Background: an optimization exercise with open tools, aiming at small area and a short achievable clock period. Do not read the settings as production practice. At most, simulation tests tie the RTL to the original design; equivalence was not proved. Not every run is shown, and edits may drop behaviour that the tests do not exercise. For runs 2 to 9, only the layout was checked, not whether the RTL still works. Power and IR drop assume default switching activity.

## design.v

```verilog
module ALU(
    input clk,
  	input [7:0] A,B,
  	input [3:0] ALU_Sel,
  	output reg [7:0] ALU_out
);
reg [7:0] ALU_result;
  always@(posedge clk)  
    begin
        case(ALU_Sel)
            4'b0000:  
           		ALU_result = A + B ; 
            4'b0001:  
               	ALU_result = A - B ;
            4'b0010:  
               	ALU_result = A * B;
            4'b0011:  
               	ALU_result = (B == 8'd0) ? 8'hFF : A / B;  
            4'b0100:  
               	ALU_result = ALU_out + A;
            4'b0101:  
               	ALU_result = ALU_out * A;
            4'b0110:  
               	ALU_result = ALU_out + (A * B);
            4'b0111:  
               	ALU_result =  {A[6:0],A[7]};
            4'b1000:  
              	ALU_result =  {A[0],A[7:1]};
            4'b1001:  
              	ALU_result = A & B;
            4'b1010:  
              	ALU_result = A | B;
            4'b1011:  
              	ALU_result = A ^ B;
            4'b1100:  
              	ALU_result = ~(A & B);
            4'b1101:  
              	ALU_result = (A == B) ? 8'hFF : 0;
            4'b1110:  
              	ALU_result = (A > B) ? 8'hFF : 0;
            4'b1111:  
              	ALU_result = (A < B) ? 8'hFF : 0;
            default: ALU_result = A;
        endcase
        ALU_out <= ALU_result;
    end    
endmodule
```

## run.sh

```bash
#!/bin/bash
# synth_recipe.tcl (not shown) runs the flow's synth.tcl, then flattens the netlist and writes it again
# the make line also repeats each setting of config.mk as NAME=value (left out here)
make -C /OpenROAD-flow-scripts/flow DESIGN_CONFIG=/design/flow/config.mk WORK_HOME=/design/flow/orfs CLKGATE_MAP_FILE= SYNTH_SCRIPT=/design/flow/synth_recipe.tcl finish
```

## config.mk

```make
export PLATFORM = sky130hd
export DESIGN_NAME = ALU
export DESIGN_NICKNAME = ALU
export VERILOG_FILES = /design/flow/design.v
export SDC_FILE = /design/flow/constraint.sdc
export NUM_CORES = 4
export LEC_CHECK = 0
export CAP_MARGIN = 20
export CORE_MARGIN = 2
export CORE_UTILIZATION = 40
export SLEW_MARGIN = 20
```

## constraint.sdc

```tcl
create_clock -name core_clock -period 15.0 [get_ports {clk}]
set_input_delay 3.0000 -clock core_clock [delete_from_list [all_inputs] [get_ports {clk}]]
set_output_delay 3.0000 -clock core_clock [all_outputs]
set_load 0.01 [all_outputs]
```

Figure 1. Supply network (run 1).
Bar = 20 um. Pins as bars on the die edge. Tap cells in grey.
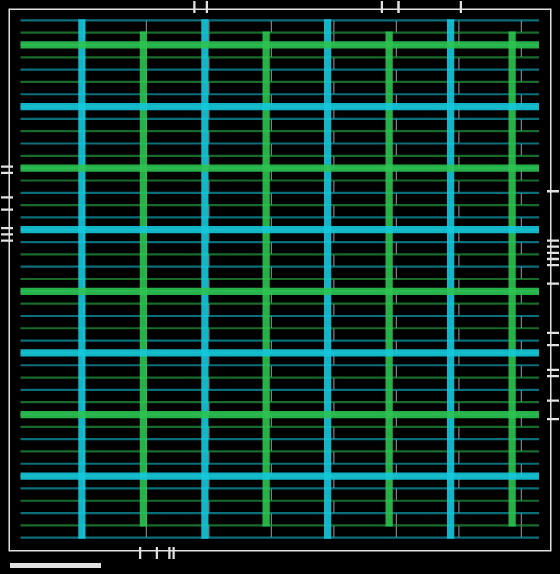
[cyan] VSS
[green] VDD
rows: 42
met4 straps: 8
signal pins: 29
met5 straps: 8
Max rail drop VDD: 39.8 uV
core footprint: 13100 sq um
Die Width: 119 um

Figure 2. Cells coloured by class (run 1).
Bar = 20 um.
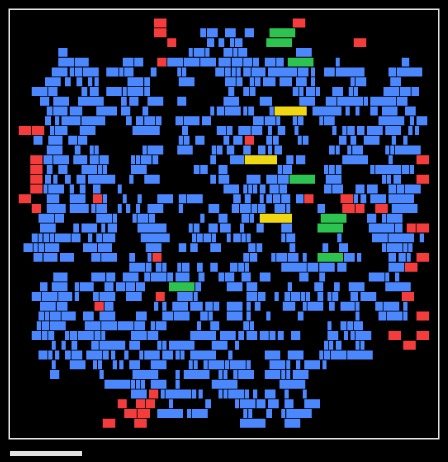
[green] sequential cells | cells: 8 | share of their area: 2.8%
[yellow] clock drivers | cells: 3 | share of their area: 1.3%
[red] remaining buffers and delay cells | cells: 43 | share of their area: 6.9%
[blue] combinational and other logic | cells: 663 | share of their area: 89%

==> results.json, run 1 <==
{
  "rsz0062_at_grt": "no",
  "synth-edff-count": 0,
  "regToRegSetupSlack_ns": 10.09,
  "hold_depth": 2,
  "fin_util_pct": 45.4,
  "whs_ns": 0.709,
  "placed_area_sq_um": 5830,
  "final-hold-violation-count": 0,
  "area_delta_synth_final_pct": 11.8,
  "antennaDiodeCount": 0,
  "setup_violations": 0,
  "cts.sinks": 8,
  "synth-main-ff-cell": "dfxtp_1",
  "top_layer": "met4",
  "regToRegStartpoint": "ALU_out[1]",
  "tns_ns": 0,
  "multi_input_area_sq_um": 4800,
  "crit_start": "B[6]",
  "grt_start_max_net_pins": 33,
  "drt-met1-wl_um": 7560,
  "yosys.area_share.simple_pct": 19.5,
  "fmax_mhz": 70.5,
  "crit_slowest_cell": "or4_4",
  "drt-vias-per-instance": 5.70,
  "final_cell_mix": "102 x ha_1, 76 x inv_1, 63 x nor2_1",
  "post_cts_buffers": 0,
  "yosysSeqAreaShare_pct": 3.01,
  "min_from": "ALU_out[7]",
  "critPathBufInv": 2,
  "min_path_type": "flip-flop to flip-flop",
  "port-buffer-count": 28,
  "yosysTopAreaCell": "ha_1",
  "period_share_pct": 94.5,
  "path_common_cell": "o21a_1",
  "wl_met2_um": 8910,
  "synth-compound-area-share_pct": 22.0,
  "synthXorXnorAreaFrac_pct": 8.71,
  "path_delay_family": "compound AO/OA/AOI/OAI gates",
  "initial_core_util_pct": 40.6,
  "syn_nets": 847,
  "postSynth.asyncResetShare_pct": 0,
  "slew_headroom_pct": 40.2,
  "setup_slack_ns": 0.824,
  "cp-end-kind": "flip-flop",
  "ant_nets": 0,
  "grt_pass1_wl_um": 28300,
  "r2r-end": "ALU_out[7]",
  "rr_worst_depth": 19,
  "ys_ff_latch": 8,
  "syn_inst": 697,
  "slew_violations": 0,
  "critPathMaxStageDelay_ns": 0.65,
  "avgSynthCellArea_sq_um": 7.62,
  "overflow": 0,
  "wl_met3_um": 856,
  "path_max_fanout": 8,
  "yosysWarnings": 1,
  "dp.cells": 890,
  "design_area_sq_um": 5940,
  "synthAdderAreaFrac_pct": 34.2,
  "drc": 0,
  "power_mw": 0.487,
  "synth.area.top_cells": "ha_1 24%, fa_1 10%, inv_1 5.4%, xnor2_1 5.1%, nor2_1 4.5%",
  "rows": 42,
  "status": "finished clean",
  "drt-initial-drc-count": 332,
  "synth_top_area_share_pct": 24.0,
  "ios": 29,
  "regMostFlops": "ALU_out",
  "dp_hpwl_um": 14300,
  "worstPathRequired_ns": 15.13,
  "cts_buffers": 3,
  "cts.path.max_buffers": 2,
  "largest_register_ffs": 8,
  "fillerInstances": 1349,
  "critPathKind": "primary input to flip-flop",
  "cp-endpoint": "ALU_out[0]",
  "cts-resized-gates": 1,
  "htreeDepth": 1,
  "die_area_sq_um": 14200,
  "cts_tree": "built",
  "top_regs": "ALU_out x8",
  "gp_congestion": 0.960,
  "grt_pass1_vias": 5266,
  "cts-root-buf": "clkbuf_16",
  "first_pass_iters": 5,
  "p_leak_nw": 2.76,
  "cap_viol_max_count": 0,
  "fin_crit_ns": 14.18,
  "netlist_area_sq_um": 5310,
  "layout.cells.most_common": "ha_1",
  "powerDensity_nw_per_um2": 82.0,
  "netlist-cell-type-count": 66,
  "antenna_found_initial": 0,
  "clk_pin_slew_ns": 0.04,
  "fin_nets": 869,
  "cts_hold_buffers": 0,
  "synthMuxAreaShare_pct": 5.18,
  "cp_num_cells": 49,
  "min_to": "ALU_out[7]",
  "post-place-ws_ns": -0.179,
  "worstPathArrival_ns": 14.30,
  "drive_gt1_share_pct": 7.39,
  "synth_top_family_by_area": "adder cells",
  "tightest_slew_ns": 0.895,
  "regArea_sq_um": 160,
  "cp-start-kind": "primary input",
  "final_cell_count_no_fill": 893
}
Figure 3. Clock network drawn from the DEF (run 1).
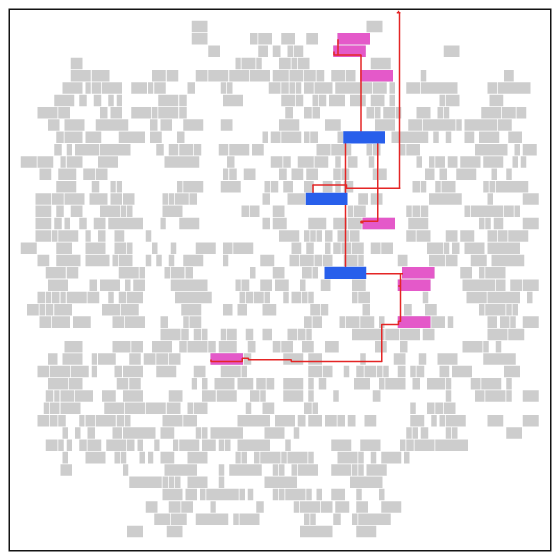
[red] clock wires | length: 230 um
[magenta] flip-flops | count: 8
[blue] clock drivers | count: 3
routed clock nets: 4
clock skew: 0.00578 ns
Clock power frac: 9.7%
Clk. pwr: 0.0475 mW
later-pin clock latency in the skew report: 0.24 ns

Figure 4. Routed metal, one colour a layer (run 1).
Only two layers are drawn.
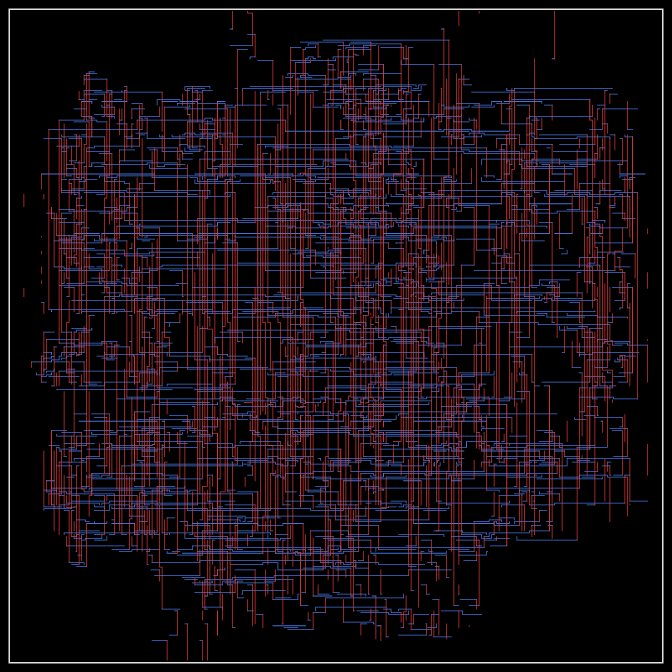
[red] metal 2 | wire length: 8910 um
[blue] metal 1 | wire length: 7560 um
routed len/inst: 20.0 um
Vias: 5088
Post-Route WL: 17800 um
GRT Overall Usage: 25.5%

-- run 1: synthesized netlist by cell type, types with 16 or more instances --
| cell type | instances |
|---|---|
| and2_1 | 18 |
| clkbuf_1 | 24 |
| nor2_1 | 63 |
| ha_1 | 102 |
| xnor2_1 | 31 |
| nand2_1 | 61 |
| a21oi_1 | 40 |
| o21ai_0 | 36 |
| o21a_1 | 26 |
| inv_1 | 76 |
| nor3_1 | 20 |
| mux2_2 | 16 |
| fa_1 | 27 |
-- run 1: metal layers --
metal / track usage (%) / up-vias
li1: - / 2472
met1: 32.2 / 2430
met2: 46.8 / 159
met3: 1.05 / 27
met4: 7.66 / 0
met5: 0 / -
-- run 1: power breakdown --
group	switching (mW)	total [mW]	leakage, nW	internal, mW
Combinational	0.212	0.401	2.66	0.189
Clock	0.0129	0.0475	0.0370	0.0346
Sequential	0.0112	0.0389	0.0672	0.0277
-- run 1: cell type report --
type / count / share of cell area (%)
Sequential cell: 8 / 2.70
Timing Repair Buffer: 43 / 6.62
Tap cell: 176 / 3.71
Clock buffer: 3 / 1.26
Multi-Input combinational cell: 585 / 80.8
Inverter: 78 / 4.93
## Run 2: what changed since run 1
==> design.v (replaced) <==
module ALU(
    input clk,
    input [7:0] A,B,
    input [3:0] ALU_Sel,
    output reg [7:0] ALU_out
);
  wire [7:0] acc = ALU_out;
  wire use_acc_m = (ALU_Sel == 4'd5);
  wire use_one_m = (ALU_Sel == 4'd4);
  wire add_acc   = (ALU_Sel == 4'd4) | (ALU_Sel == 4'd6);
  wire [7:0] M = use_acc_m ? acc : (use_one_m ? 8'd1 : B);
  wire [7:0] C = add_acc ? acc : 8'd0;
  wire [7:0] mac = C + A * M;
  wire       sub = (ALU_Sel != 4'd0);
  wire [8:0] as  = {1'b0, A} + {1'b0, B ^ {8{sub}}} + {8'd0, sub};
  wire       a_lt_b = ~as[8];
  wire       a_eq_b = (A == B);
  wire       a_gt_b = as[8] & ~a_eq_b;
  reg [7:0] q;
  reg [7:0] r, s;
  reg [8:0] d;
  integer k;
  always @* begin
    r = 8'd0;
    for (k = 7; k >= 0; k = k - 1) begin
      s    = {r[6:0], A[k]};
      d    = {1'b0, s} - {1'b0, B};
      q[k] = ~d[8];
      r    = (q[k] ? d[7:0] : s) & ((9'd1 << (8 - k)) - 9'd1);
    end
  end
  reg [7:0] res;
  always @* begin
    case (ALU_Sel)
      4'd0, 4'd1:             res = as[7:0];
      4'd2, 4'd4, 4'd5, 4'd6: res = mac;
      4'd3:                   res = q;
      4'd7:                   res = {A[6:0], A[7]};
      4'd8:                   res = {A[0], A[7:1]};
      4'd9:                   res = A & B;
      4'd10:                  res = A | B;
      4'd11:                  res = A ^ B;
      4'd12:                  res = ~(A & B);
      4'd13:                  res = {8{a_eq_b}};
      4'd14:                  res = {8{a_gt_b}};
      default:                res = {8{a_lt_b}};
    endcase
  end
  always @(posedge clk)
    ALU_out <= res;
endmodule
Figure 5. Supply network (run 2).
Bar = 20 um. Pins as bars on the die edge. Tap cells in grey.
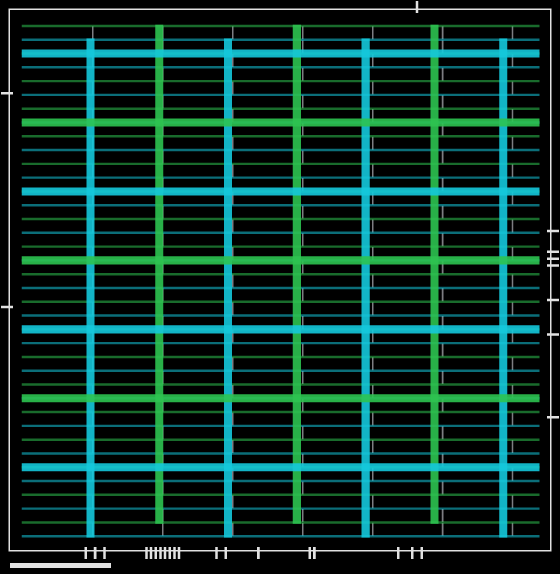
[cyan] VSS
[green] VDD
met4 straps: 7
tap cells: 136
met1 rails: 38
met5 straps: 7
rows: 37

Figure 6. Cells coloured by class (run 2).
Bar = 20 um.
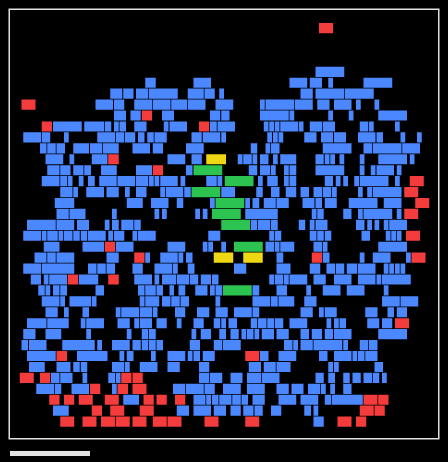
[red] remaining buffers and delay cells | cells: 53 | share of their area: 10%
[blue] combinational and other logic | cells: 513 | share of their area: 86%
[yellow] clock drivers | cells: 3 | share of their area: 0.88%
[green] sequential cells | cells: 8 | share of their area: 3.4%

==> results.json, run 2 <==
{
  "wl_per_cell_um": 18.7,
  "pg_clk_mw": 0.0260,
  "drt-initial-drc-count": 358,
  "cap_viol_max_count": 0,
  "power.group.top": "combinational cells",
  "wl_met2_um": 6180,
  "p_int_mw": 0.169,
  "antenna_found_initial": 0,
  "fillerInstances": 1045,
  "regToRegStartpoint": "ALU_out[1]",
  "clkPwrFrac_pct": 8.0,
  "drc": 0,
  "min_path_type": "flip-flop to flip-flop",
  "wl_met3_um": 1020,
  "rsz0062_at_grt": "no",
  "slew_violations": 0,
  "grt_start_max_net_pins": 40,
  "first_pass_iters": 5,
  "synth_top_area_share_pct": 22.0,
  "regMostFlops": "ALU_out",
  "multi_input_area_sq_um": 3810,
  "antennaDiodeCount": 0,
  "drive_gt1_share_pct": 10.9,
  "yosysSeqAreaShare_pct": 3.81,
  "avgSynthCellArea_sq_um": 7.75,
  "setup_violations": 0,
  "cts-root-buf": "clkbuf_8",
  "fmax_mhz": 69.8,
  "setup_slack_ns": 0.671,
  "critPathKind": "primary input to flip-flop",
  "whs_ns": 1.08,
  "p_seq_mw": 0.0360,
  "final_cell_count_no_fill": 713,
  "post-place-ws_ns": -0.286,
  "fin_worst_skew_ns": 0.00393,
  "fin_crit_ns": 14.33,
  "dp.cells": 704,
  "grt_util_met3_pct": 3.07,
  "grt_pass1_wl_um": 21300,
  "area_delta_synth_final_pct": 15.6,
  "design_area_sq_um": 4860,
  "ant_nets": 0,
  "htreeDepth": 1,
  "tightest_slew_ns": 0.805,
  "cts_tree": "built",
  "clk_latency_ns": 0.23,
  "final_cell_mix": "74 x ha_1, 55 x inv_1, 44 x nand2_1",
  "syn_inst": 542,
  "port-buffer-count": 28,
  "grtUsageMet1_pct": 32.3,
  "cp-endpoint": "ALU_out[0]",
  "critPathMaxStageDelay_ns": 0.67,
  "cts.sinks": 8,
  "period_share_pct": 95.5,
  "netlist-cell-type-count": 53,
  "synth-main-ff-cell": "dfxtp_1",
  "busiest_layer": "met2",
  "drt-met1-wl_um": 5830,
  "yosysWarnings": 1,
  "cts_buffers": 3,
  "synth.most_common_cell": "ha_1",
  "final-hold-violation-count": 0,
  "comb_cell_power_mw": 0.265,
  "worstPathArrival_ns": 14.42,
  "status": "finished clean",
  "die_x_um": 107,
  "layout.cells.most_common": "ha_1",
  "gp_congestion": 0.906,
  "fin_util_pct": 47.3,
  "coreArea_sq_um": 10300,
  "p_seq_share_pct": 11.0,
  "min_to": "ALU_out[0]",
  "slew_headroom_pct": 46.2,
  "pwr-share-comb_pct": 81.0,
  "cts.path.max_buffers": 2,
  "netlist_area_sq_um": 4200,
  "ios": 29,
  "grt_pass1_vias": 4003,
  "grt_usage_pct": 24.0,
  "placed_area_sq_um": 4720,
  "cp-end-kind": "flip-flop",
  "ys_ff_latch": 8,
  "postSynth.asyncResetShare_pct": 0,
  "cts_hold_buffers": 0,
  "largest_register_ffs": 8,
  "path_max_fanout": 7,
  "rr_worst_depth": 19,
  "p_sw_mw": 0.158,
  "initial_core_util_pct": 40.9,
  "clk_pin_slew_ns": 0.04,
  "syn_nets": 662,
  "synth-edff-count": 0,
  "swShare_pct": 48.4,
  "top_regs": "ALU_out x8",
  "worstPathRequired_ns": 15.09,
  "yosysTopAreaCell": "ha_1",
  "tns_ns": 0
}
-- run 2: area by class of cell --
cell class / instances / share of cell area, %
Multi-Input combinational cell: 458 / 78.5
Timing Repair Buffer: 53 / 9.63
Inverter: 55 / 4.25
Tap cell: 136 / 3.50
Sequential cell: 8 / 3.30
Clock buffer: 3 / 0.850
-- run 2: cell families (layout without fill, tap and decap cells) --
| family | count (synthesis) | count (layout) | share of synthesized area [%] |
|---|---|---|---|
| and+or+nand+nor | 163 | 163 | 19.7 |
| AOI/OAI and AO/OA | 133 | 133 | 20.8 |
| adders and majority gates | 99 | 99 | 33.9 |
| buffers and inverters | 76 | 111 | 6.82 |
| xor gates and xnor gates | 40 | 40 | 8.66 |
| muxes | 23 | 23 | 6.22 |
| DFF | 8 | 8 | 3.81 |
-- run 2: timing repair --
item | CTS | global route
setup buffers | 2 | 4
resized for setup | 2 | 16
pin swaps | 1 | 3
setup endpoints to repair | 1 | 1
-- run 2: critical path, delay by kind of cell --
kind	cells	cell delay, ns
compound gates	19	2.77
fa+ha+maj	7	2.21
buf+inv	6	1.36
mux	6	1.91
simple gates	10	3.17
## Run 3: what changed since run 2
==> flow/run.sh (new file) <==
#!/bin/bash
export ADDER_MAP_FILE=
bash standard.sh > standard.log 2>&1
==> standard.sh (new file) <==
#!/bin/bash
# synth_recipe.tcl (not shown) runs the flow's synth.tcl, then flattens the netlist and writes it again
# the make line also repeats each setting of config.mk as NAME=value (left out here)
make -C /OpenROAD-flow-scripts/flow DESIGN_CONFIG=/design/flow/config.mk WORK_HOME=/design/flow/orfs CLKGATE_MAP_FILE= SYNTH_SCRIPT=/design/flow/synth_recipe.tcl "${@:-finish}"
--- a/config.mk
+++ b/config.mk
@@ -5,7 +5,9 @@
 export SDC_FILE = /design/flow/constraint.sdc
 export NUM_CORES = 4
 export LEC_CHECK = 0
+export ABC_AREA = 1
 export CAP_MARGIN = 20
 export CORE_MARGIN = 2
 export CORE_UTILIZATION = 40
+export SETUP_SLACK_MARGIN = 3
 export SLEW_MARGIN = 20
removed: run.sh
Figure 7. Routed metal, one colour a layer (run 3).
Only two layers are drawn.
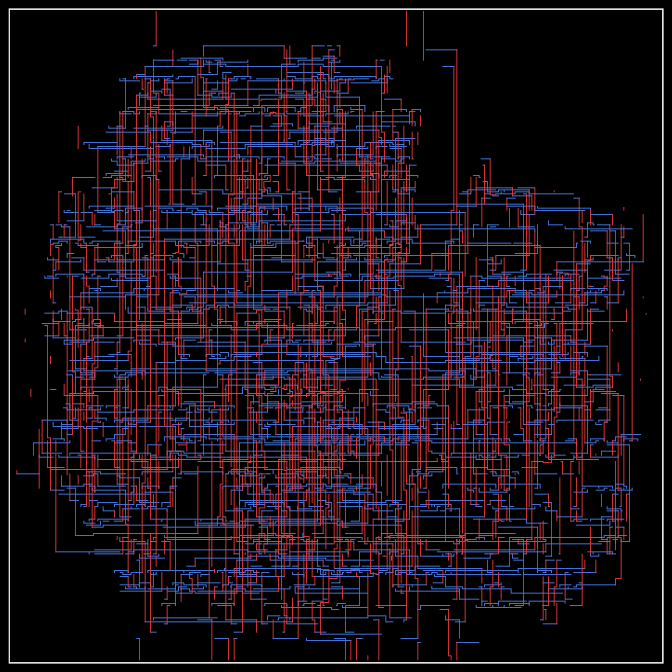
[red] metal 2 | wire length: 6810 um
[blue] metal 1 | wire length: 6630 um
Vias: 5277
routed len/inst: 14.5 um
GRT Overall Usage: 26.1%
Post-Route WL: 14500 um

Figure 8. Clock network drawn from the DEF (run 3).
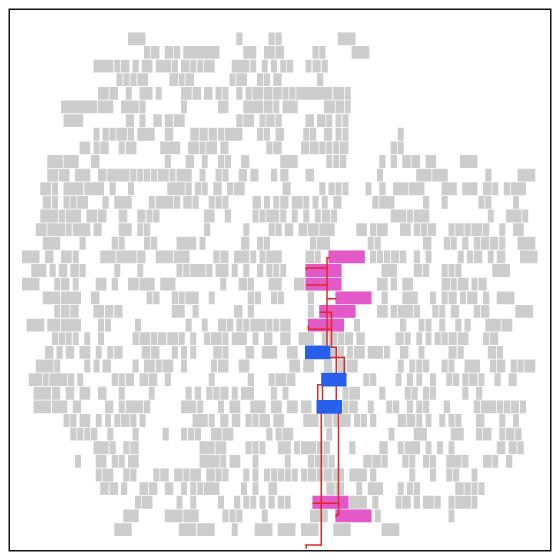
[blue] clock drivers | count: 3
[magenta] flip-flops | count: 8
[red] clock wires | length: 145 um
routed clock nets: 4

==> results.json, run 3 <==
{
  "status": "finished clean",
  "whs_ns": 0.773,
  "fmax_mhz": 110,
  "path_max_fanout": 12,
  "min_path_type": "flip-flop to flip-flop",
  "p_seq_mw": 0.0312,
  "p_int_mw": 0.123,
  "period_share_pct": 60.5,
  "largest_register_ffs": 8,
  "fin_crit_ns": 9.08,
  "ant_nets": 0,
  "p_sw_mw": 0.150,
  "placed_area_sq_um": 4680,
  "nWellTaps": 136,
  "cts-resized-gates": 0,
  "postSynth.asyncResetShare_pct": 0,
  "antennaDiodeCount": 0,
  "signal_buffers": 29,
  "clkPwrFrac_pct": 9.6,
  "pg_clk_mw": 0.0261,
  "seq_share_pct": 3.39,
  "gp_congestion": 0.989,
  "cts.path.max_buffers": 2,
  "yosysSeqAreaShare_pct": 3.72,
  "top_regs": "ALU_out x8",
  "grt_start_max_net_pins": 18,
  "rsz0062_at_grt": "no",
  "powerDensity_nw_per_um2": 58.0,
  "inv_count": 134,
  "first_pass_iters": 5,
  "syn_nets": 867,
  "path_common_cell": "nand2_1",
  "wl_met2_um": 6810,
  "busiest_layer": "met2",
  "swShare_pct": 55.0,
  "fillerInstances": 1215,
  "setup_slack_ns": 5.92,
  "worstPathArrival_ns": 9.17,
  "non_clock_buffer_area_share_pct": 6.10,
  "seq_cells": 8,
  "drive_gt1_share_pct": 9.86,
  "dp_hpwl_um": 11800,
  "cp-end-kind": "flip-flop",
  "ys_top_cells_by_count": "238 x nand2_1, 122 x inv_1, 111 x nor2_1, 102 x nand3_1, 31 x xor2_1",
  "grtUsageMet1_pct": 33.6,
  "drt-met1-wl_um": 6630,
  "grt_pass1_wl_um": 24500,
  "grt_pass1_vias": 5015,
  "clk_share_pct": 0.875,
  "multi_input_gates": 688,
  "cts_buffers": 3,
  "clock_buffers": 3,
  "multi_input_area_share_pct": 75.3,
  "wl_met3_um": 780,
  "final-hold-violation-count": 0,
  "setup_violations": 0,
  "cap_viol_max_count": 0,
  "post-place-ws_ns": 5.75,
  "power_mw": 0.274,
  "multi_input_area_sq_um": 3550,
  "synth.area.top_cells": "nand2_1 21%, nand3_1 12%, inv_1 11%, nor2_1 9.7%, xor2_1 6.3%",
  "clk_pin_slew_ns": 0.04,
  "fin_nets": 885,
  "regArea_sq_um": 160,
  "coreArea_sq_um": 10400,
  "largest_cell_class": "multi-input gates",
  "ios": 29,
  "drt-initial-drc-count": 357,
  "crit_slowest_cell": "clkdlybuf4s50_1",
  "fin_worst_skew_ns": 0.00571,
  "ys_ff_latch": 8,
  "htreeDepth": 1,
  "avgSynthCellArea_sq_um": 5.09,
  "layout.cells.most_common": "nand2_1",
  "antenna_found_initial": 0,
  "ir_drop_uv": 28.6,
  "cts_tree": "built",
  "tns_ns": 0,
  "cts.sinks": 8,
  "top_layer": "met4",
  "die_x_um": 108,
  "cp-start-kind": "primary input",
  "drc": 0,
  "synth_top_area_share_pct": 20.7,
  "p_seq_share_pct": 11.4,
  "pwr-share-comb_pct": 79.0,
  "netlist_area_sq_um": 4310,
  "syn_inst": 846,
  "cts-root-buf": "clkbuf_8",
  "worstPathRequired_ns": 15.09,
  "synth-edff-count": 0,
  "clk_latency_ns": 0.23,
  "drt-vias-per-instance": 5.29,
  "regMostFlops": "ALU_out",
  "netlist-cell-type-count": 50,
  "synth-main-ff-cell": "dfxtp_1",
  "cts_hold_buffers": 0,
  "p_leak_nw": 2.52,
  "overflow": 0,
  "final_cell_mix": "238 x nand2_1, 122 x inv_1, 111 x nor2_1",
  "design_area_sq_um": 4720,
  "tightest_slew_ns": 1.00,
  "use_met2_pct": 46.2,
  "final_cell_count_no_fill": 998,
  "synth.most_common_cell": "nand2_1",
  "rows": 37,
  "grt_util_met3_pct": 2.78,
  "initial_core_util_pct": 41.5,
  "port-buffer-count": 28,
  "fin_util_pct": 45.5,
  "die_area_sq_um": 11600,
  "yosysWarnings": 1,
  "area_delta_synth_final_pct": 9.59
}
## run 3: changes by cell type after synthesis, sizes merged, moves of 13 or more
cell / change
ha: -74
nand2: +233
nor2b: -17
o22ai: +13
xor2: +24
nand4: +21
inv: +75
a21o: -14
mux2: -16
nand3: +107
xnor2: -24
nor2: +76
a21oi: -18
fa: -25
## run 3: worst max-delay path: cells and delay by family
family          cells  cell delay, ns
compound gates      3            0.46
buf+inv             2            1.18
simple gates       51            4.49
## run 3: final timing paths
path	startpoint	endpoint	slack, ns	cells after the start
hold reg to reg	ALU_out[0]	ALU_out[0]	0.77	5
setup / recovery	B[4]	ALU_out[0]	5.92	56
hold / removal	ALU_out[0]	ALU_out[0]	0.77	5
setup reg to reg	ALU_out[2]	ALU_out[6]	11.03	22
## run 3: cells by family (layout without fill, tap and decap cells)
family	count (synthesis)	after routing	synth area share (%)
buffers and inverters	150	166	13.8
AO/OA/AOI/OAI	93	93	13.5
adder cells (fa/ha/maj)	1	1	0.232
XOR/XNOR	39	39	7.93
AND/OR/NAND/NOR	555	555	60.8
flip-flops	8	8	3.72
## Run 4: what changed since run 3
--- a/config.mk
+++ b/config.mk
@@ -9,5 +9,5 @@
 export CAP_MARGIN = 20
 export CORE_MARGIN = 2
 export CORE_UTILIZATION = 40
-export SETUP_SLACK_MARGIN = 3
+export SETUP_SLACK_MARGIN = 5
 export SLEW_MARGIN = 20
Figure 9. The clock network (run 4).
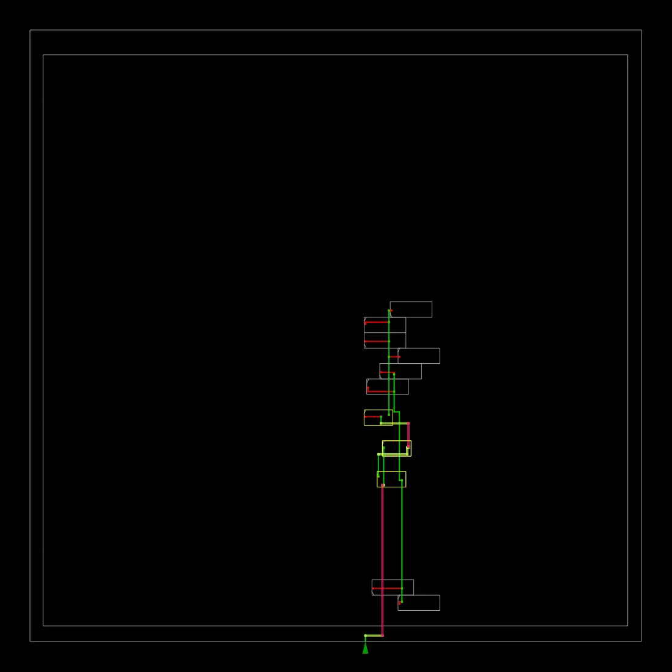
clock sink count: 8
CLK BUF: 3
later-pin clock latency in the skew report: 0.23 ns

Figure 10. Supply network (run 4).
Bar = 20 um. Pins as bars on the die edge. Tap cells in grey.
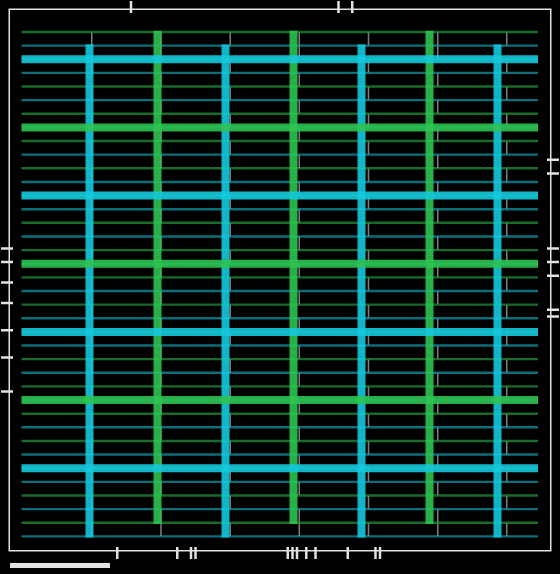
[green] VDD
[cyan] VSS
rows: 37
met4 straps: 7
tap cells: 136
signal pins: 29
met1 rails: 38

==> results.json, run 4 <==
{
  "final-hold-violation-count": 0,
  "synthAdderAreaFrac_pct": 0.232,
  "placed_area_sq_um": 4680,
  "synthMuxAreaShare_pct": 0,
  "yosysTopAreaCell": "nand2_1",
  "wl_met2_um": 6810,
  "synth-main-ff-cell": "dfxtp_1",
  "largest_register_ffs": 8,
  "grtUsageMet1_pct": 33.6,
  "ys_ff_latch": 8,
  "cts_buffers": 3,
  "syn_nets": 867,
  "grt_pass1_wl_um": 24500,
  "dp_hpwl_um": 11800,
  "yosysSeqAreaShare_pct": 3.72,
  "drt-vias-per-instance": 5.29,
  "hold_depth": 5,
  "comb_cell_power_mw": 0.216,
  "area_delta_synth_final_pct": 9.59,
  "critPathMaxStageDelay_ns": 0.84,
  "drive_gt1_share_pct": 9.86,
  "first_pass_iters": 5,
  "worstPathArrival_ns": 9.17,
  "rows": 37,
  "path_common_cell": "nand2_1",
  "critPathKind": "primary input to flip-flop",
  "syn_inst": 846,
  "status": "finished clean",
  "p_seq_mw": 0.0312,
  "worstPathRequired_ns": 15.09,
  "use_met2_pct": 46.2,
  "pg_clk_mw": 0.0261,
  "min_to": "ALU_out[0]",
  "fin_nets": 885,
  "synth.area.top_cells": "nand2_1 21%, nand3_1 12%, inv_1 11%, nor2_1 9.7%, xor2_1 6.3%",
  "postSynth.asyncResetShare_pct": 0,
  "die_x_um": 108,
  "yosysWarnings": 1,
  "rsz0062_at_grt": "no",
  "dp.cells": 995,
  "tightest_slew_ns": 1.00,
  "drt-initial-drc-count": 357,
  "cp-end-kind": "flip-flop",
  "rr_worst_depth": 22,
  "cts_hold_buffers": 0,
  "cts_tree": "built",
  "p_int_mw": 0.123,
  "p_leak_nw": 2.52,
  "crit_start": "B[4]",
  "regToRegStartpoint": "ALU_out[2]",
  "wl_per_cell_um": 14.5,
  "final_cell_count_no_fill": 998,
  "whs_ns": 0.773,
  "synth-compound-area-share_pct": 13.5,
  "clkPwrFrac_pct": 9.6,
  "fin_worst_skew_ns": 0.00571,
  "avgSynthCellArea_sq_um": 5.09,
  "multi_input_area_sq_um": 3550,
  "p_seq_share_pct": 11.4,
  "wl_met3_um": 780,
  "grt_start_max_net_pins": 18,
  "yosys.area_share.simple_pct": 60.8,
  "cts.path.max_buffers": 2,
  "fillerInstances": 1215,
  "drt-met1-wl_um": 6630,
  "grt_pass1_vias": 5015,
  "regToRegSetupSlack_ns": 11.03,
  "p_sw_mw": 0.150,
  "antenna_found_initial": 0,
  "design_area_sq_um": 4720
}
[run 4: cell counts after synthesis]
No cell type changed its count.
[run 4: worst max-delay path: cells and delay by family]
| family | cells | cell delay (ns) |
|---|---|---|
| buffers and inverters | 2 | 1.18 |
| and+or+nand+nor | 51 | 4.49 |
| AOI/OAI and AO/OA | 3 | 0.46 |
[run 4: cell type report]
class,count,area share [%]
clock buffer,3,0.875
inverter,134,10.7
multi-input combinational,688,75.3
sequential,8,3.39
tap,136,3.61
timing repair buffer,29,6.10
[run 4: per-stage QoR]
step | power [mW] | worst slack, ns
2_1_floorplan | 0.189 | 7.55
3_3_place_gp | 0.247 | 5.78
3_5_place_dp | 0.246 | 5.75
4_1_cts | 0.272 | 5.99
5_1_grt | 0.303 | 5.16
6_report | 0.274 | 5.92
[run 4: how the worst max path moves through the flow]
stage                       endpoint  slack, ns  cells after the start
after global placement    ALU_out[0]       5.78                     55
after global routing      ALU_out[0]       5.16                     57
final                     ALU_out[0]       5.92                     56
after detailed placement  ALU_out[0]       5.75                     55
after floorplan           ALU_out[0]       7.55                     56
after CTS                 ALU_out[0]       5.99                     55
## Run 5: what changed since run 4
==> flow/run.sh (replaced) <==
#!/bin/bash
export ADDER_MAP_FILE=

export BUFFER_PORTS_ARGS=-buffer_cell sky130_fd_sc_hd__buf_2
bash standard.sh > standard.log 2>&1
--- a/config.mk
+++ b/config.mk
@@ -9,5 +9,4 @@
 export CAP_MARGIN = 20
 export CORE_MARGIN = 2
 export CORE_UTILIZATION = 40
-export SETUP_SLACK_MARGIN = 5
 export SLEW_MARGIN = 20
==> results.json, run 5 <==
{
  "netlist_area_sq_um": 4310,
  "yosysWarnings": 1,
  "rows": 37,
  "die_x_um": 108,
  "synth-edff-count": 0,
  "netlist-cell-type-count": 50,
  "port-buffer-count": 0,
  "ios": 29,
  "initial_core_util_pct": 41.5,
  "synth.most_common_cell": "nand2_1",
  "stop_stage": "global placement (3_3_place_gp)",
  "synth_top_area_share_pct": 20.7,
  "syn_nets": 867,
  "synth.area.top_cells": "nand2_1 21%, nand3_1 12%, inv_1 11%, nor2_1 9.7%, xor2_1 6.3%",
  "yosysTopAreaCell": "nand2_1",
  "ys_ff_latch": 8,
  "firstError": "[ERROR STA-0560] buffer_ports -buffer_cell missing value.",
  "status": "did not finish",
  "postSynth.asyncResetShare_pct": 0,
  "avgSynthCellArea_sq_um": 5.09,
  "ys_top_cells_by_count": "238 x nand2_1, 122 x inv_1, 111 x nor2_1, 102 x nand3_1, 31 x xor2_1",
  "synth-main-ff-cell": "dfxtp_1",
  "die_height_um": 108,
  "syn_inst": 846,
  "yosysSeqAreaShare_pct": 3.72
}
run 5: kinds of logic after synthesis:
logic type,Yosys count,share of synthesized area [%]
adder cells (fa/ha/maj),1,0.232
flip-flops,8,3.72
AO/OA/AOI/OAI,93,13.5
buffers and inverters,150,13.8
AND/OR/NAND/NOR,555,60.8
XOR/XNOR,39,7.93
## Run 6: what changed since run 5
==> flow/run.sh (replaced) <==
#!/bin/bash
export ADDER_MAP_FILE=
export SETUP_SLACK_MARGIN=8

bash standard.sh > standard.log 2>&1
Figure 11. Clock network drawn from the DEF (run 6).
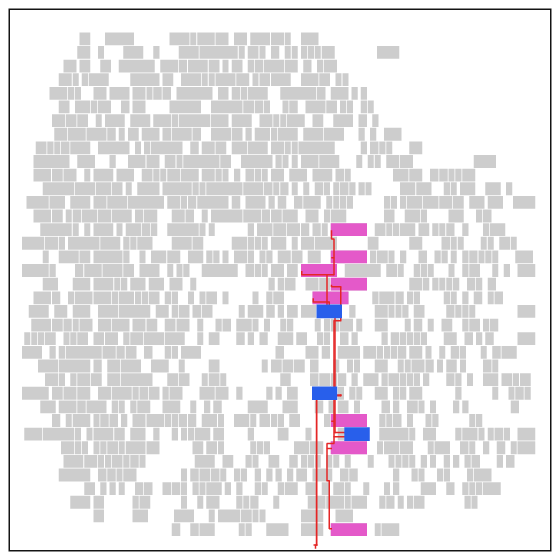
[magenta] flip-flops | count: 8
[red] clock wires | length: 161 um
[blue] clock drivers | count: 3
routed clock nets: 4

Figure 12. Routed metal, one colour a layer (run 6).
Only two layers are drawn.
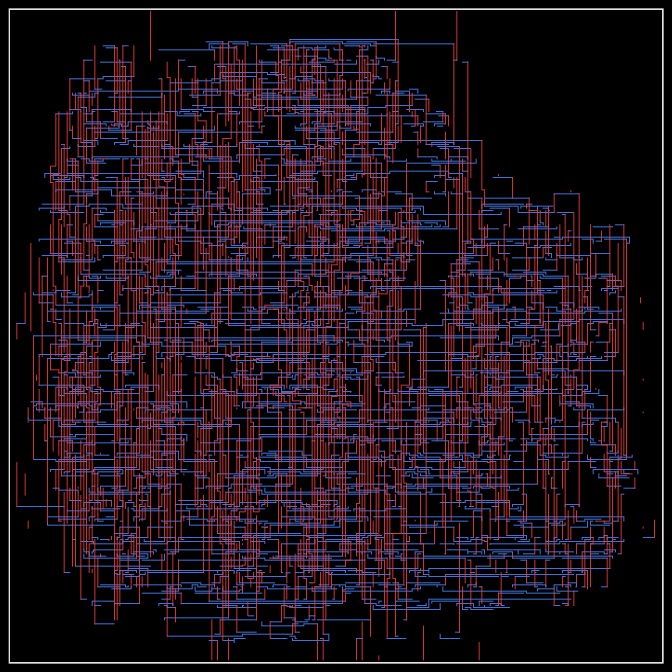
[red] metal 2 | wire length: 8440 um
[blue] metal 1 | wire length: 7150 um

==> results.json, run 6 <==
{
  "status": "finished clean",
  "initial_core_util_pct": 41.5,
  "antennaDiodeCount": 0,
  "cts_tree": "built",
  "avgSynthCellArea_sq_um": 5.09,
  "grt_pass1_vias": 5080,
  "busiest_layer": "met2",
  "cp-end-kind": "flip-flop",
  "path_max_fanout": 11,
  "first_pass_iters": 6,
  "yosysWarnings": 1,
  "crit_start": "B[1]",
  "layout.cells.most_common": "nand2_1",
  "largest_register_ffs": 8,
  "cts-root-buf": "clkbuf_8",
  "swShare_pct": 55.1,
  "tns_ns": 0,
  "rr_worst_depth": 28,
  "final-hold-violation-count": 0,
  "grtUsageMet1_pct": 35.6,
  "synth-edff-count": 0,
  "cp-start-kind": "primary input",
  "num_vias": 5925,
  "clk_latency_ns": 0.23,
  "grt_start_max_net_pins": 18,
  "yosysTopAreaCell": "nand2_1",
  "design_area_sq_um": 6210,
  "regToRegSetupSlack_ns": 11.34,
  "min_path_type": "flip-flop to flip-flop",
  "postSynth.asyncResetShare_pct": 0,
  "coreArea_sq_um": 10400,
  "grt_usage_pct": 27.1,
  "synthAdderAreaFrac_pct": 0.232,
  "ys_top_cells_by_count": "238 x nand2_1, 122 x inv_1, 111 x nor2_1, 102 x nand3_1, 31 x xor2_1",
  "cp_num_cells": 57,
  "die_x_um": 108,
  "tightest_slew_ns": 0.679,
  "critPathBufInv": 4,
  "p_leak_nw": 3.20,
  "die_height_um": 108,
  "final_cell_mix": "195 x nand2_1, 109 x inv_1, 94 x nor2_1",
  "regToRegStartpoint": "ALU_out[1]",
  "synth-main-ff-cell": "dfxtp_1",
  "wl_per_cell_um": 16.5,
  "fin_worst_skew_ns": 0.00664,
  "pwr-share-comb_pct": 82.9,
  "netlist-cell-type-count": 50,
  "cts_hold_buffers": 0,
  "crit_slowest_cell": "nor2_4",
  "critPathMaxStageDelay_ns": 0.21,
  "synth_top_family_by_area": "simple AND/OR/NAND/NOR gates",
  "area_delta_synth_final_pct": 44.3,
  "clkPwrFrac_pct": 7.8,
  "placed_area_sq_um": 4710,
  "wl_met3_um": 1300,
  "drt-initial-drc-count": 686,
  "synth.area.top_cells": "nand2_1 21%, nand3_1 12%, inv_1 11%, nor2_1 9.7%, xor2_1 6.3%",
  "slew_headroom_pct": 54.6,
  "worstPathRequired_ns": 15.09,
  "fin_nets": 960,
  "wl_um": 17700,
  "port-buffer-count": 28,
  "setup_violations": 0,
  "hold_depth": 5,
  "dp.cells": 995,
  "p_sw_mw": 0.190,
  "path_common_cell": "nand2_4",
  "drive_gt1_share_pct": 31.5,
  "path_delay_family": "simple AND/OR/NAND/NOR gates",
  "fin_crit_ns": 8.17,
  "clk_pin_slew_ns": 0.04,
  "period_share_pct": 54.5,
  "final_cell_count_no_fill": 1073,
  "grt_pass1_wl_um": 25200,
  "ys_ff_latch": 8,
  "synth.most_common_cell": "nand2_1",
  "cap_viol_max_count": 0,
  "min_from": "ALU_out[0]",
  "slew_violations": 0,
  "synth_top_area_share_pct": 20.7,
  "use_met2_pct": 44.6,
  "synthXorXnorAreaFrac_pct": 7.93,
  "overflow": 0,
  "fmax_mhz": 122,
  "yosysSeqAreaShare_pct": 3.72,
  "synth-compound-area-share_pct": 13.5,
  "wl_met2_um": 8440,
  "power_mw": 0.344,
  "critPathKind": "primary input to flip-flop",
  "netlist_area_sq_um": 4310,
  "ir_drop_uv": 34.3,
  "syn_inst": 846,
  "yosys.area_share.simple_pct": 60.8,
  "r2r-end": "ALU_out[7]",
  "p_seq_share_pct": 9.3,
  "cts_buffers": 3,
  "ant_nets": 0,
  "dp_hpwl_um": 11900,
  "min_to": "ALU_out[0]",
  "cts.sinks": 8,
  "ios": 29,
  "worstPathArrival_ns": 8.26,
  "die_area_sq_um": 11600,
  "antenna_found_initial": 0,
  "synthMuxAreaShare_pct": 0
}
-- run 6: cell counts after synthesis --
Identical to the previous run, type by type.
-- run 6: timing repair --
item	4_1_cts	5_1_grt
gates cloned	3	0
pin swaps	17	80
gates resized for setup	48	224
buffers inserted	15	57
hold endpoints to repair	0	0
endpoints found under the setup margin	7	8
-- run 6: stage by stage --
stage | hold WS [ns] | setup WS, ns | utilization [%]
3_3_place_gp | 0.776 | 5.87 | 45.4
5_1_grt | 0.871 | 6.48 | 59.9
4_1_cts | 0.780 | 6.78 | 48.2
2_1_floorplan | 0.696 | 7.60 | -
6_report | 0.811 | 6.83 | 59.9
3_5_place_dp | 0.765 | 5.81 | 45.4
-- run 6: power by group through the flow --
stage          registers, mW  logic [mW]  clock network, mW
2_1_floorplan         0.0321       0.159                  0
3_3_place_gp          0.0319       0.217                  0
3_5_place_dp          0.0319       0.216                  0
4_1_cts               0.0315       0.225             0.0269
5_1_grt               0.0320       0.311             0.0279
6_report              0.0320       0.285             0.0269
-- run 6: layout make-up --
class	instances	area [sq um]	share of cell area [%]
inverter	134	556	8.94
clock buffer	3	41.3	0.664
tap	136	170	2.74
timing repair buffer	101	863	13.9
multi-input combinational	691	4420	71.2
sequential	8	160	2.58
## Run 7: what changed since run 6
==> flow/run.sh (replaced) <==
#!/bin/bash
export ADDER_MAP_FILE=

export BUFFER_PORTS_ARGS=-buffer_cell sky130_fd_sc_hd__buf_4
bash standard.sh > standard.log 2>&1
==> results.json, run 7 <==
{
  "syn_nets": 867,
  "avgSynthCellArea_sq_um": 5.09,
  "netlist-cell-type-count": 50,
  "synthMuxAreaShare_pct": 0,
  "yosysTopAreaCell": "nand2_1",
  "ys_ff_latch": 8,
  "ios": 29,
  "synth-edff-count": 0,
  "postSynth.asyncResetShare_pct": 0,
  "synth.most_common_cell": "nand2_1",
  "yosys.area_share.simple_pct": 60.8,
  "port-buffer-count": 0,
  "netlist_area_sq_um": 4310,
  "firstError": "[ERROR STA-0560] buffer_ports -buffer_cell missing value.",
  "syn_inst": 846,
  "yosysSeqAreaShare_pct": 3.72,
  "die_x_um": 108,
  "synth-main-ff-cell": "dfxtp_1",
  "synthXorXnorAreaFrac_pct": 7.93,
  "synthAdderAreaFrac_pct": 0.232,
  "initial_core_util_pct": 41.5,
  "die_height_um": 108,
  "ys_top_cells_by_count": "238 x nand2_1, 122 x inv_1, 111 x nor2_1, 102 x nand3_1, 31 x xor2_1",
  "stop_stage": "global placement (3_3_place_gp)",
  "status": "did not finish",
  "synth_top_area_share_pct": 20.7,
  "synth_top_family_by_area": "simple AND/OR/NAND/NOR gates",
  "rows": 37,
  "synth-compound-area-share_pct": 13.5,
  "yosysWarnings": 1,
  "synth.area.top_cells": "nand2_1 21%, nand3_1 12%, inv_1 11%, nor2_1 9.7%, xor2_1 6.3%"
}
## run 7: cell counts after synthesis
No cell type changed its count.
## run 7: logic make-up after synthesis
logic type	after synthesis
XOR/XNOR	39
buffers and inverters	150
flip-flops	8
AND/OR/NAND/NOR	555
adder cells (fa/ha/maj)	1
AO/OA/AOI/OAI	93
## Run 8: what changed since run 7
==> flow/run.sh (replaced) <==
#!/bin/bash
export ADDER_MAP_FILE=
export DONT_BUFFER_PORTS=1
export PRE_GLOBAL_PLACE_TCL=$PWD/flow/ports.tcl

bash standard.sh > standard.log 2>&1
==> flow/ports.tcl (new file) <==
# Buffer every input and output port with a chosen cell (replaces the
# standard flow's buffer_ports call, which is disabled by DONT_BUFFER_PORTS).
buffer_ports -buffer_cell sky130_fd_sc_hd__buf_2
Figure 13. Cells coloured by class (run 8).
Bar = 20 um.
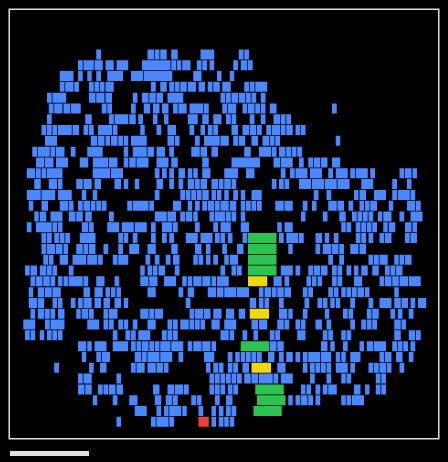
[red] remaining buffers and delay cells | cells: 1 | share of their area: 0.18%
[green] sequential cells | cells: 8 | share of their area: 3.8%
[yellow] clock drivers | cells: 3 | share of their area: 0.97%
[blue] combinational and other logic | cells: 822 | share of their area: 95%
Finished Cell Area: 4440 sq um
fraction of area in registers: 3.61%

Figure 14. Routed metal, one colour a layer (run 8).
Only two layers are drawn.
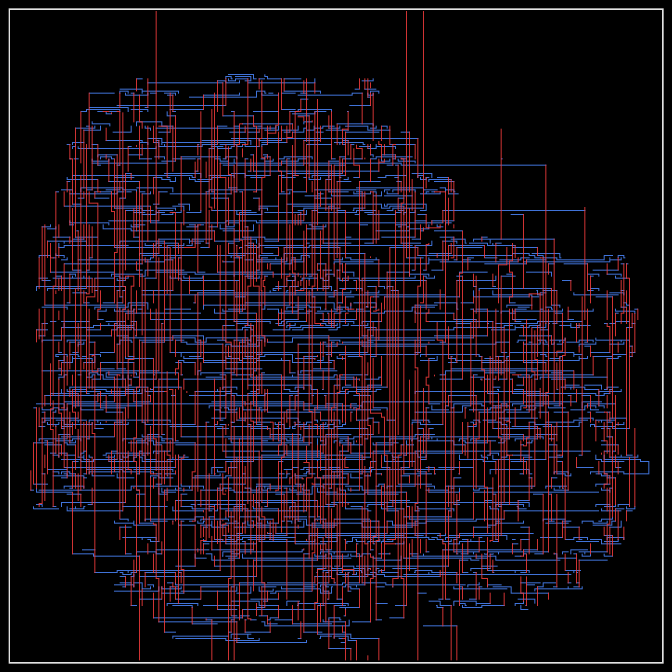
[blue] metal 1 | wire length: 6580 um
[red] metal 2 | wire length: 6630 um

==> results.json, run 8 <==
{
  "setup_slack_ns": 6.94,
  "min_path_type": "flip-flop to flip-flop",
  "ios": 29,
  "tns_ns": 0,
  "num_vias": 5228,
  "yosysTopAreaCell": "nand2_1",
  "gp_congestion": 1.04,
  "whs_ns": 0.815,
  "comb_cell_power_mw": 0.195,
  "final_cell_mix": "238 x nand2_1, 122 x inv_1, 111 x nor2_1",
  "critPathKind": "primary input to flip-flop",
  "pwr-share-comb_pct": 76.6,
  "slew_violations": 0,
  "syn_inst": 846,
  "status": "finished clean",
  "clkPwrFrac_pct": 9.8,
  "area_delta_synth_final_pct": 3.08,
  "clk_latency_ns": 0.23,
  "fin_crit_ns": 8.06,
  "drive_gt1_share_pct": 10.2,
  "first_pass_iters": 6,
  "top_regs": "ALU_out x8",
  "placed_area_sq_um": 4400,
  "fin_nets": 857,
  "port-buffer-count": 21,
  "power_mw": 0.255,
  "worstPathRequired_ns": 15.09,
  "antennaDiodeCount": 0,
  "fin_util_pct": 42.8,
  "pg_clk_mw": 0.0250,
  "cts-resized-gates": 0,
  "p_sw_mw": 0.144,
  "clk_pin_slew_ns": 0.04,
  "ant_nets": 0,
  "cts.sinks": 8,
  "synth.area.top_cells": "nand2_1 21%, nand3_1 12%, inv_1 11%, nor2_1 9.7%, xor2_1 6.3%",
  "path_common_cell": "nand2_1",
  "die_height_um": 108,
  "swShare_pct": 56.4,
  "post-place-ws_ns": 6.79,
  "setup_violations": 0,
  "cap_viol_max_count": 0,
  "grt_start_max_net_pins": 18,
  "dp_hpwl_um": 11700,
  "critPathMaxStageDelay_ns": 0.30,
  "synth-main-ff-cell": "dfxtp_1",
  "slew_headroom_pct": 49.7,
  "synth.most_common_cell": "nand2_1",
  "drt-vias-per-instance": 5.39,
  "cts_tree": "built",
  "final_cell_count_no_fill": 970,
  "fmax_mhz": 124,
  "drc": 0,
  "rsz0062_at_grt": "no",
  "p_int_mw": 0.111,
  "worstPathArrival_ns": 8.15,
  "syn_nets": 867,
  "path_max_fanout": 12,
  "netlist_area_sq_um": 4310,
  "coreArea_sq_um": 10400,
  "antenna_found_initial": 0,
  "grt_pass1_vias": 4770,
  "p_leak_nw": 2.41,
  "htreeDepth": 1,
  "p_seq_mw": 0.0345
}
## run 8: metal layers
layer | track usage [%] | wire [um]
met1 | 34.2 | 6580
met2 | 42.9 | 6630
met3 | 3.39 | 1190
met4 | 7.14 | 394
met5 | 0 | 0
## run 8: worst paths after layout
| kind | from | to | slack, ns | cells after the start |
|---|---|---|---|---|
| worst max-delay path | B[6] | ALU_out[0] | 6.94 | 54 |
| worst min-delay path | ALU_out[0] | ALU_out[0] | 0.81 | 5 |
| worst max register to register | ALU_out[2] | ALU_out[6] | 10.82 | 22 |
| worst min register to register | ALU_out[0] | ALU_out[0] | 0.81 | 5 |
## run 8: logic make-up after synthesis
family                   after synthesis  synth area share, %
AND/OR/NAND/NOR                      555                 60.8
adder cells (fa/ha/maj)                1                0.232
flip-flops                             8                 3.72
AO/OA/AOI/OAI                         93                 13.5
buffers and inverters                150                 13.8
XOR/XNOR                              39                 7.93
## run 8: area by class of cell
class,instances,area (sq um)
repair buffers,1,7.51
clock buffers,3,41.3
multi-input cells,688,3550
flip-flops and latches,8,160
fillers,1242,5930
well taps,136,170
inverters,134,507
## run 8: critical path, delay by kind of cell
family	cells	cell delay (ns)
buffers and inverters	2	0.18
AND/OR/NAND/NOR	52	4.97
## Run 9: what changed since run 8
==> flow/ports.tcl (replaced) <==
# Buffer every input and output port with a chosen cell (replaces the
# standard flow's buffer_ports call, which is disabled by DONT_BUFFER_PORTS).
buffer_ports -buffer_cell sky130_fd_sc_hd__buf_4
Figure 15. Clock network drawn from the DEF (run 9).
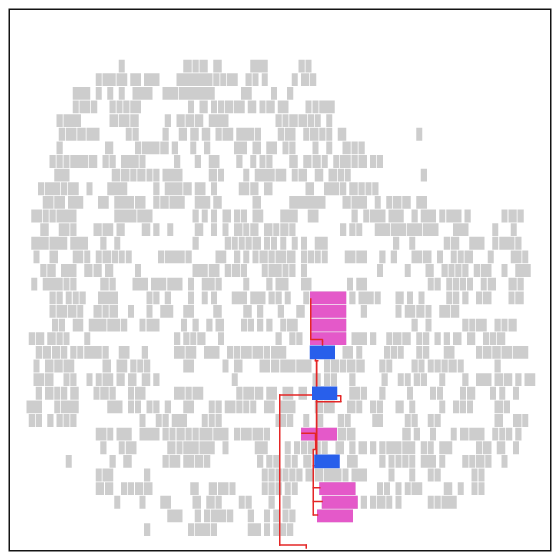
[red] clock wires | length: 121 um
[magenta] flip-flops | count: 8
[blue] clock drivers | count: 3
routed clock nets: 4
clock skew: 0.00312 ns
Clk. pwr: 0.0250 mW
Clock power frac: 9.8%

Figure 16. The clock network (run 9).
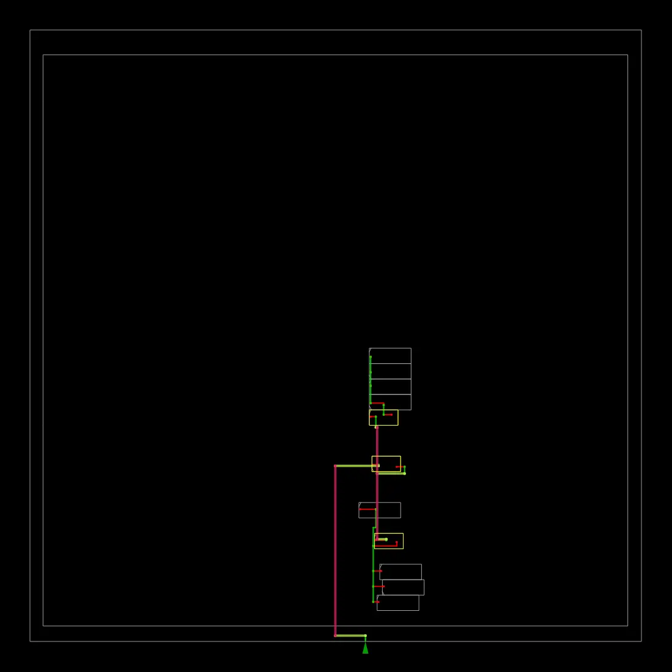
CTS buffer count: 3
layout sequential cell count: 8

==> results.json, run 9 <==
{
  "grt_pass1_wl_um": 23800,
  "cts_tree": "built",
  "worstPathRequired_ns": 15.09,
  "synthAdderAreaFrac_pct": 0.232,
  "non_clock_buffer_area_share_pct": 0.169,
  "gp_congestion": 1.04,
  "cts_hold_buffers": 0,
  "cts.path.max_buffers": 2,
  "ys_top_cells_by_count": "238 x nand2_1, 122 x inv_1, 111 x nor2_1, 102 x nand3_1, 31 x xor2_1",
  "tightest_slew_ns": 0.746,
  "synth-compound-area-share_pct": 13.5,
  "cp-end-kind": "flip-flop",
  "drive_gt1_share_pct": 10.2,
  "regArea_sq_um": 160,
  "final_cell_mix": "238 x nand2_1, 122 x inv_1, 111 x nor2_1",
  "clk_latency_ns": 0.23,
  "top_regs": "ALU_out x8",
  "nWellTaps": 136,
  "path_max_fanout": 12,
  "tns_ns": 0,
  "fin_util_pct": 42.8,
  "synth.most_common_cell": "nand2_1",
  "largest_cell_class": "multi-input gates",
  "fillerInstances": 1242,
  "synthMuxAreaShare_pct": 0,
  "signal_buffers": 1,
  "critPathKind": "primary input to flip-flop",
  "slew_violations": 0,
  "cap_viol_max_count": 0,
  "grt_start_max_net_pins": 18,
  "period_share_pct": 53.7,
  "drt-initial-drc-count": 578,
  "final-hold-violation-count": 0,
  "coreArea_sq_um": 10400,
  "grt_pass1_vias": 4770,
  "synth-main-ff-cell": "dfxtp_1",
  "largest_register_ffs": 8,
  "fmax_mhz": 124,
  "antennaDiodeCount": 0,
  "synth_top_family_by_area": "simple AND/OR/NAND/NOR gates",
  "min_path_type": "flip-flop to flip-flop",
  "ant_nets": 0,
  "multi_input_area_sq_um": 3550,
  "inv_count": 134,
  "die_height_um": 108,
  "dp_hpwl_um": 11700,
  "initial_core_util_pct": 41.5,
  "ys_ff_latch": 8,
  "synth-edff-count": 0,
  "setup_violations": 0,
  "slew_headroom_pct": 49.7,
  "grt_usage_pct": 25.6,
  "ios": 29,
  "first_pass_iters": 6,
  "drc": 0,
  "wl_per_cell_um": 15.2,
  "path_common_cell": "nand2_1",
  "layout.cells.most_common": "nand2_1",
  "netlist-cell-type-count": 50,
  "htreeDepth": 1,
  "powerDensity_nw_per_um2": 57.4,
  "synth_top_area_share_pct": 20.7,
  "clk_pin_slew_ns": 0.04,
  "cts.sinks": 8,
  "ir_drop_uv": 30.8,
  "synthXorXnorAreaFrac_pct": 7.93,
  "multi_input_gates": 688,
  "multi_input_area_share_pct": 80.0,
  "fin_nets": 857,
  "overflow": 0,
  "avgSynthCellArea_sq_um": 5.09,
  "wl_um": 14800,
  "cp-start-kind": "primary input",
  "drt-vias-per-instance": 5.39,
  "power_mw": 0.255,
  "post_cts_buffers": 0,
  "status": "finished clean",
  "postSynth.asyncResetShare_pct": 0,
  "rsz0062_at_grt": "no",
  "clock_buffers": 3,
  "seq_share_pct": 3.61,
  "worstPathArrival_ns": 8.15,
  "antenna_found_initial": 0,
  "synth.area.top_cells": "nand2_1 21%, nand3_1 12%, inv_1 11%, nor2_1 9.7%, xor2_1 6.3%",
  "yosysTopAreaCell": "nand2_1",
  "yosys.area_share.simple_pct": 60.8,
  "p_leak_nw": 2.41,
  "syn_inst": 846,
  "clk_share_pct": 0.930,
  "netlist_area_sq_um": 4310,
  "cts-root-buf": "clkbuf_8",
  "rows": 37,
  "critPathMaxStageDelay_ns": 0.30,
  "fin_crit_ns": 8.06,
  "num_vias": 5228,
  "yosysSeqAreaShare_pct": 3.72,
  "regMostFlops": "ALU_out",
  "yosysWarnings": 1,
  "crit_slowest_cell": "nor2_4",
  "die_area_sq_um": 11600,
  "cts-resized-gates": 0,
  "area_delta_synth_final_pct": 3.08,
  "syn_nets": 867,
  "port-buffer-count": 21,
  "die_x_um": 108
}
run 9: through the flow:
step | area (sq um) | setup WS, ns | cells | hold WS (ns)
after floorplan | 4310 | 7.55 | 846 | 0.696
after global placement | 4400 | 6.80 | 967 | 0.799
after detailed placement | 4400 | 6.79 | 967 | 0.794
after CTS | 4440 | 7.00 | 970 | 0.802
after global routing | 4440 | 6.27 | 970 | 0.899
final | 4440 | 6.94 | 970 | 0.815
run 9: worst paths after layout:
kind / startpoint / to / slack (ns) / cells after the start
hold reg to reg: ALU_out[0] / ALU_out[0] / 0.81 / 5
setup / recovery: B[6] / ALU_out[0] / 6.94 / 54
setup reg to reg: ALU_out[2] / ALU_out[6] / 10.82 / 22
hold / removal: ALU_out[0] / ALU_out[0] / 0.81 / 5
run 9: critical path, delay by kind of cell:
| kind | cells | cell delay, ns |
|---|---|---|
| buffers and inverters | 2 | 0.18 |
| and+or+nand+nor | 52 | 4.97 |
run 9: routing by layer:
layer	routed length [um]	track usage [%]
met3	1190	3.39
met2	6630	42.9
met1	6580	34.2
met5	0	0
met4	394	7.14
run 9: power breakdown:
part           internal [mW]  switching (mW)
registers             0.0265         0.00799
logic                 0.0672           0.128
clock network         0.0173         0.00773

re-timing with driven ports:
How much do the figures lean on ideal ports? The routed layouts below were timed once more, with nothing changed but the port constraints. Step 1 assumes that a clkbuf_16 drives the clock port and a buf_2 every other input. Step 2 moves the port delays by t, midway between the first and last clock arrival at a register: inputs arrive t later, outputs are due t later. That takes back most of the time a late clock gives input paths. a / b / c = no drivers / after step 1 / after step 2; a / b = the first two.
run	t (ns)	slack for setup (ns)	worst setup path after step 2	worst slew at a driven data input, ns
run 1	0.271	0.824 / 0.836 / 0.565	input to register	0.05
run 2	0.255	0.671 / 0.677 / 0.422	input to register	0.04
run 3	0.249	5.919 / 5.920 / 5.671	input to register	0.03
run 4	0.249	5.919 / 5.920 / 5.671	input to register	0.03
run 6	0.255	6.832 / 6.806 / 6.552	input to register	0.05
run 8	0.251	6.938 / 6.819 / 6.569	input to register	0.46
run 9	0.251	6.938 / 6.819 / 6.569	input to register	0.46
After both steps every run listed still meets setup and hold.
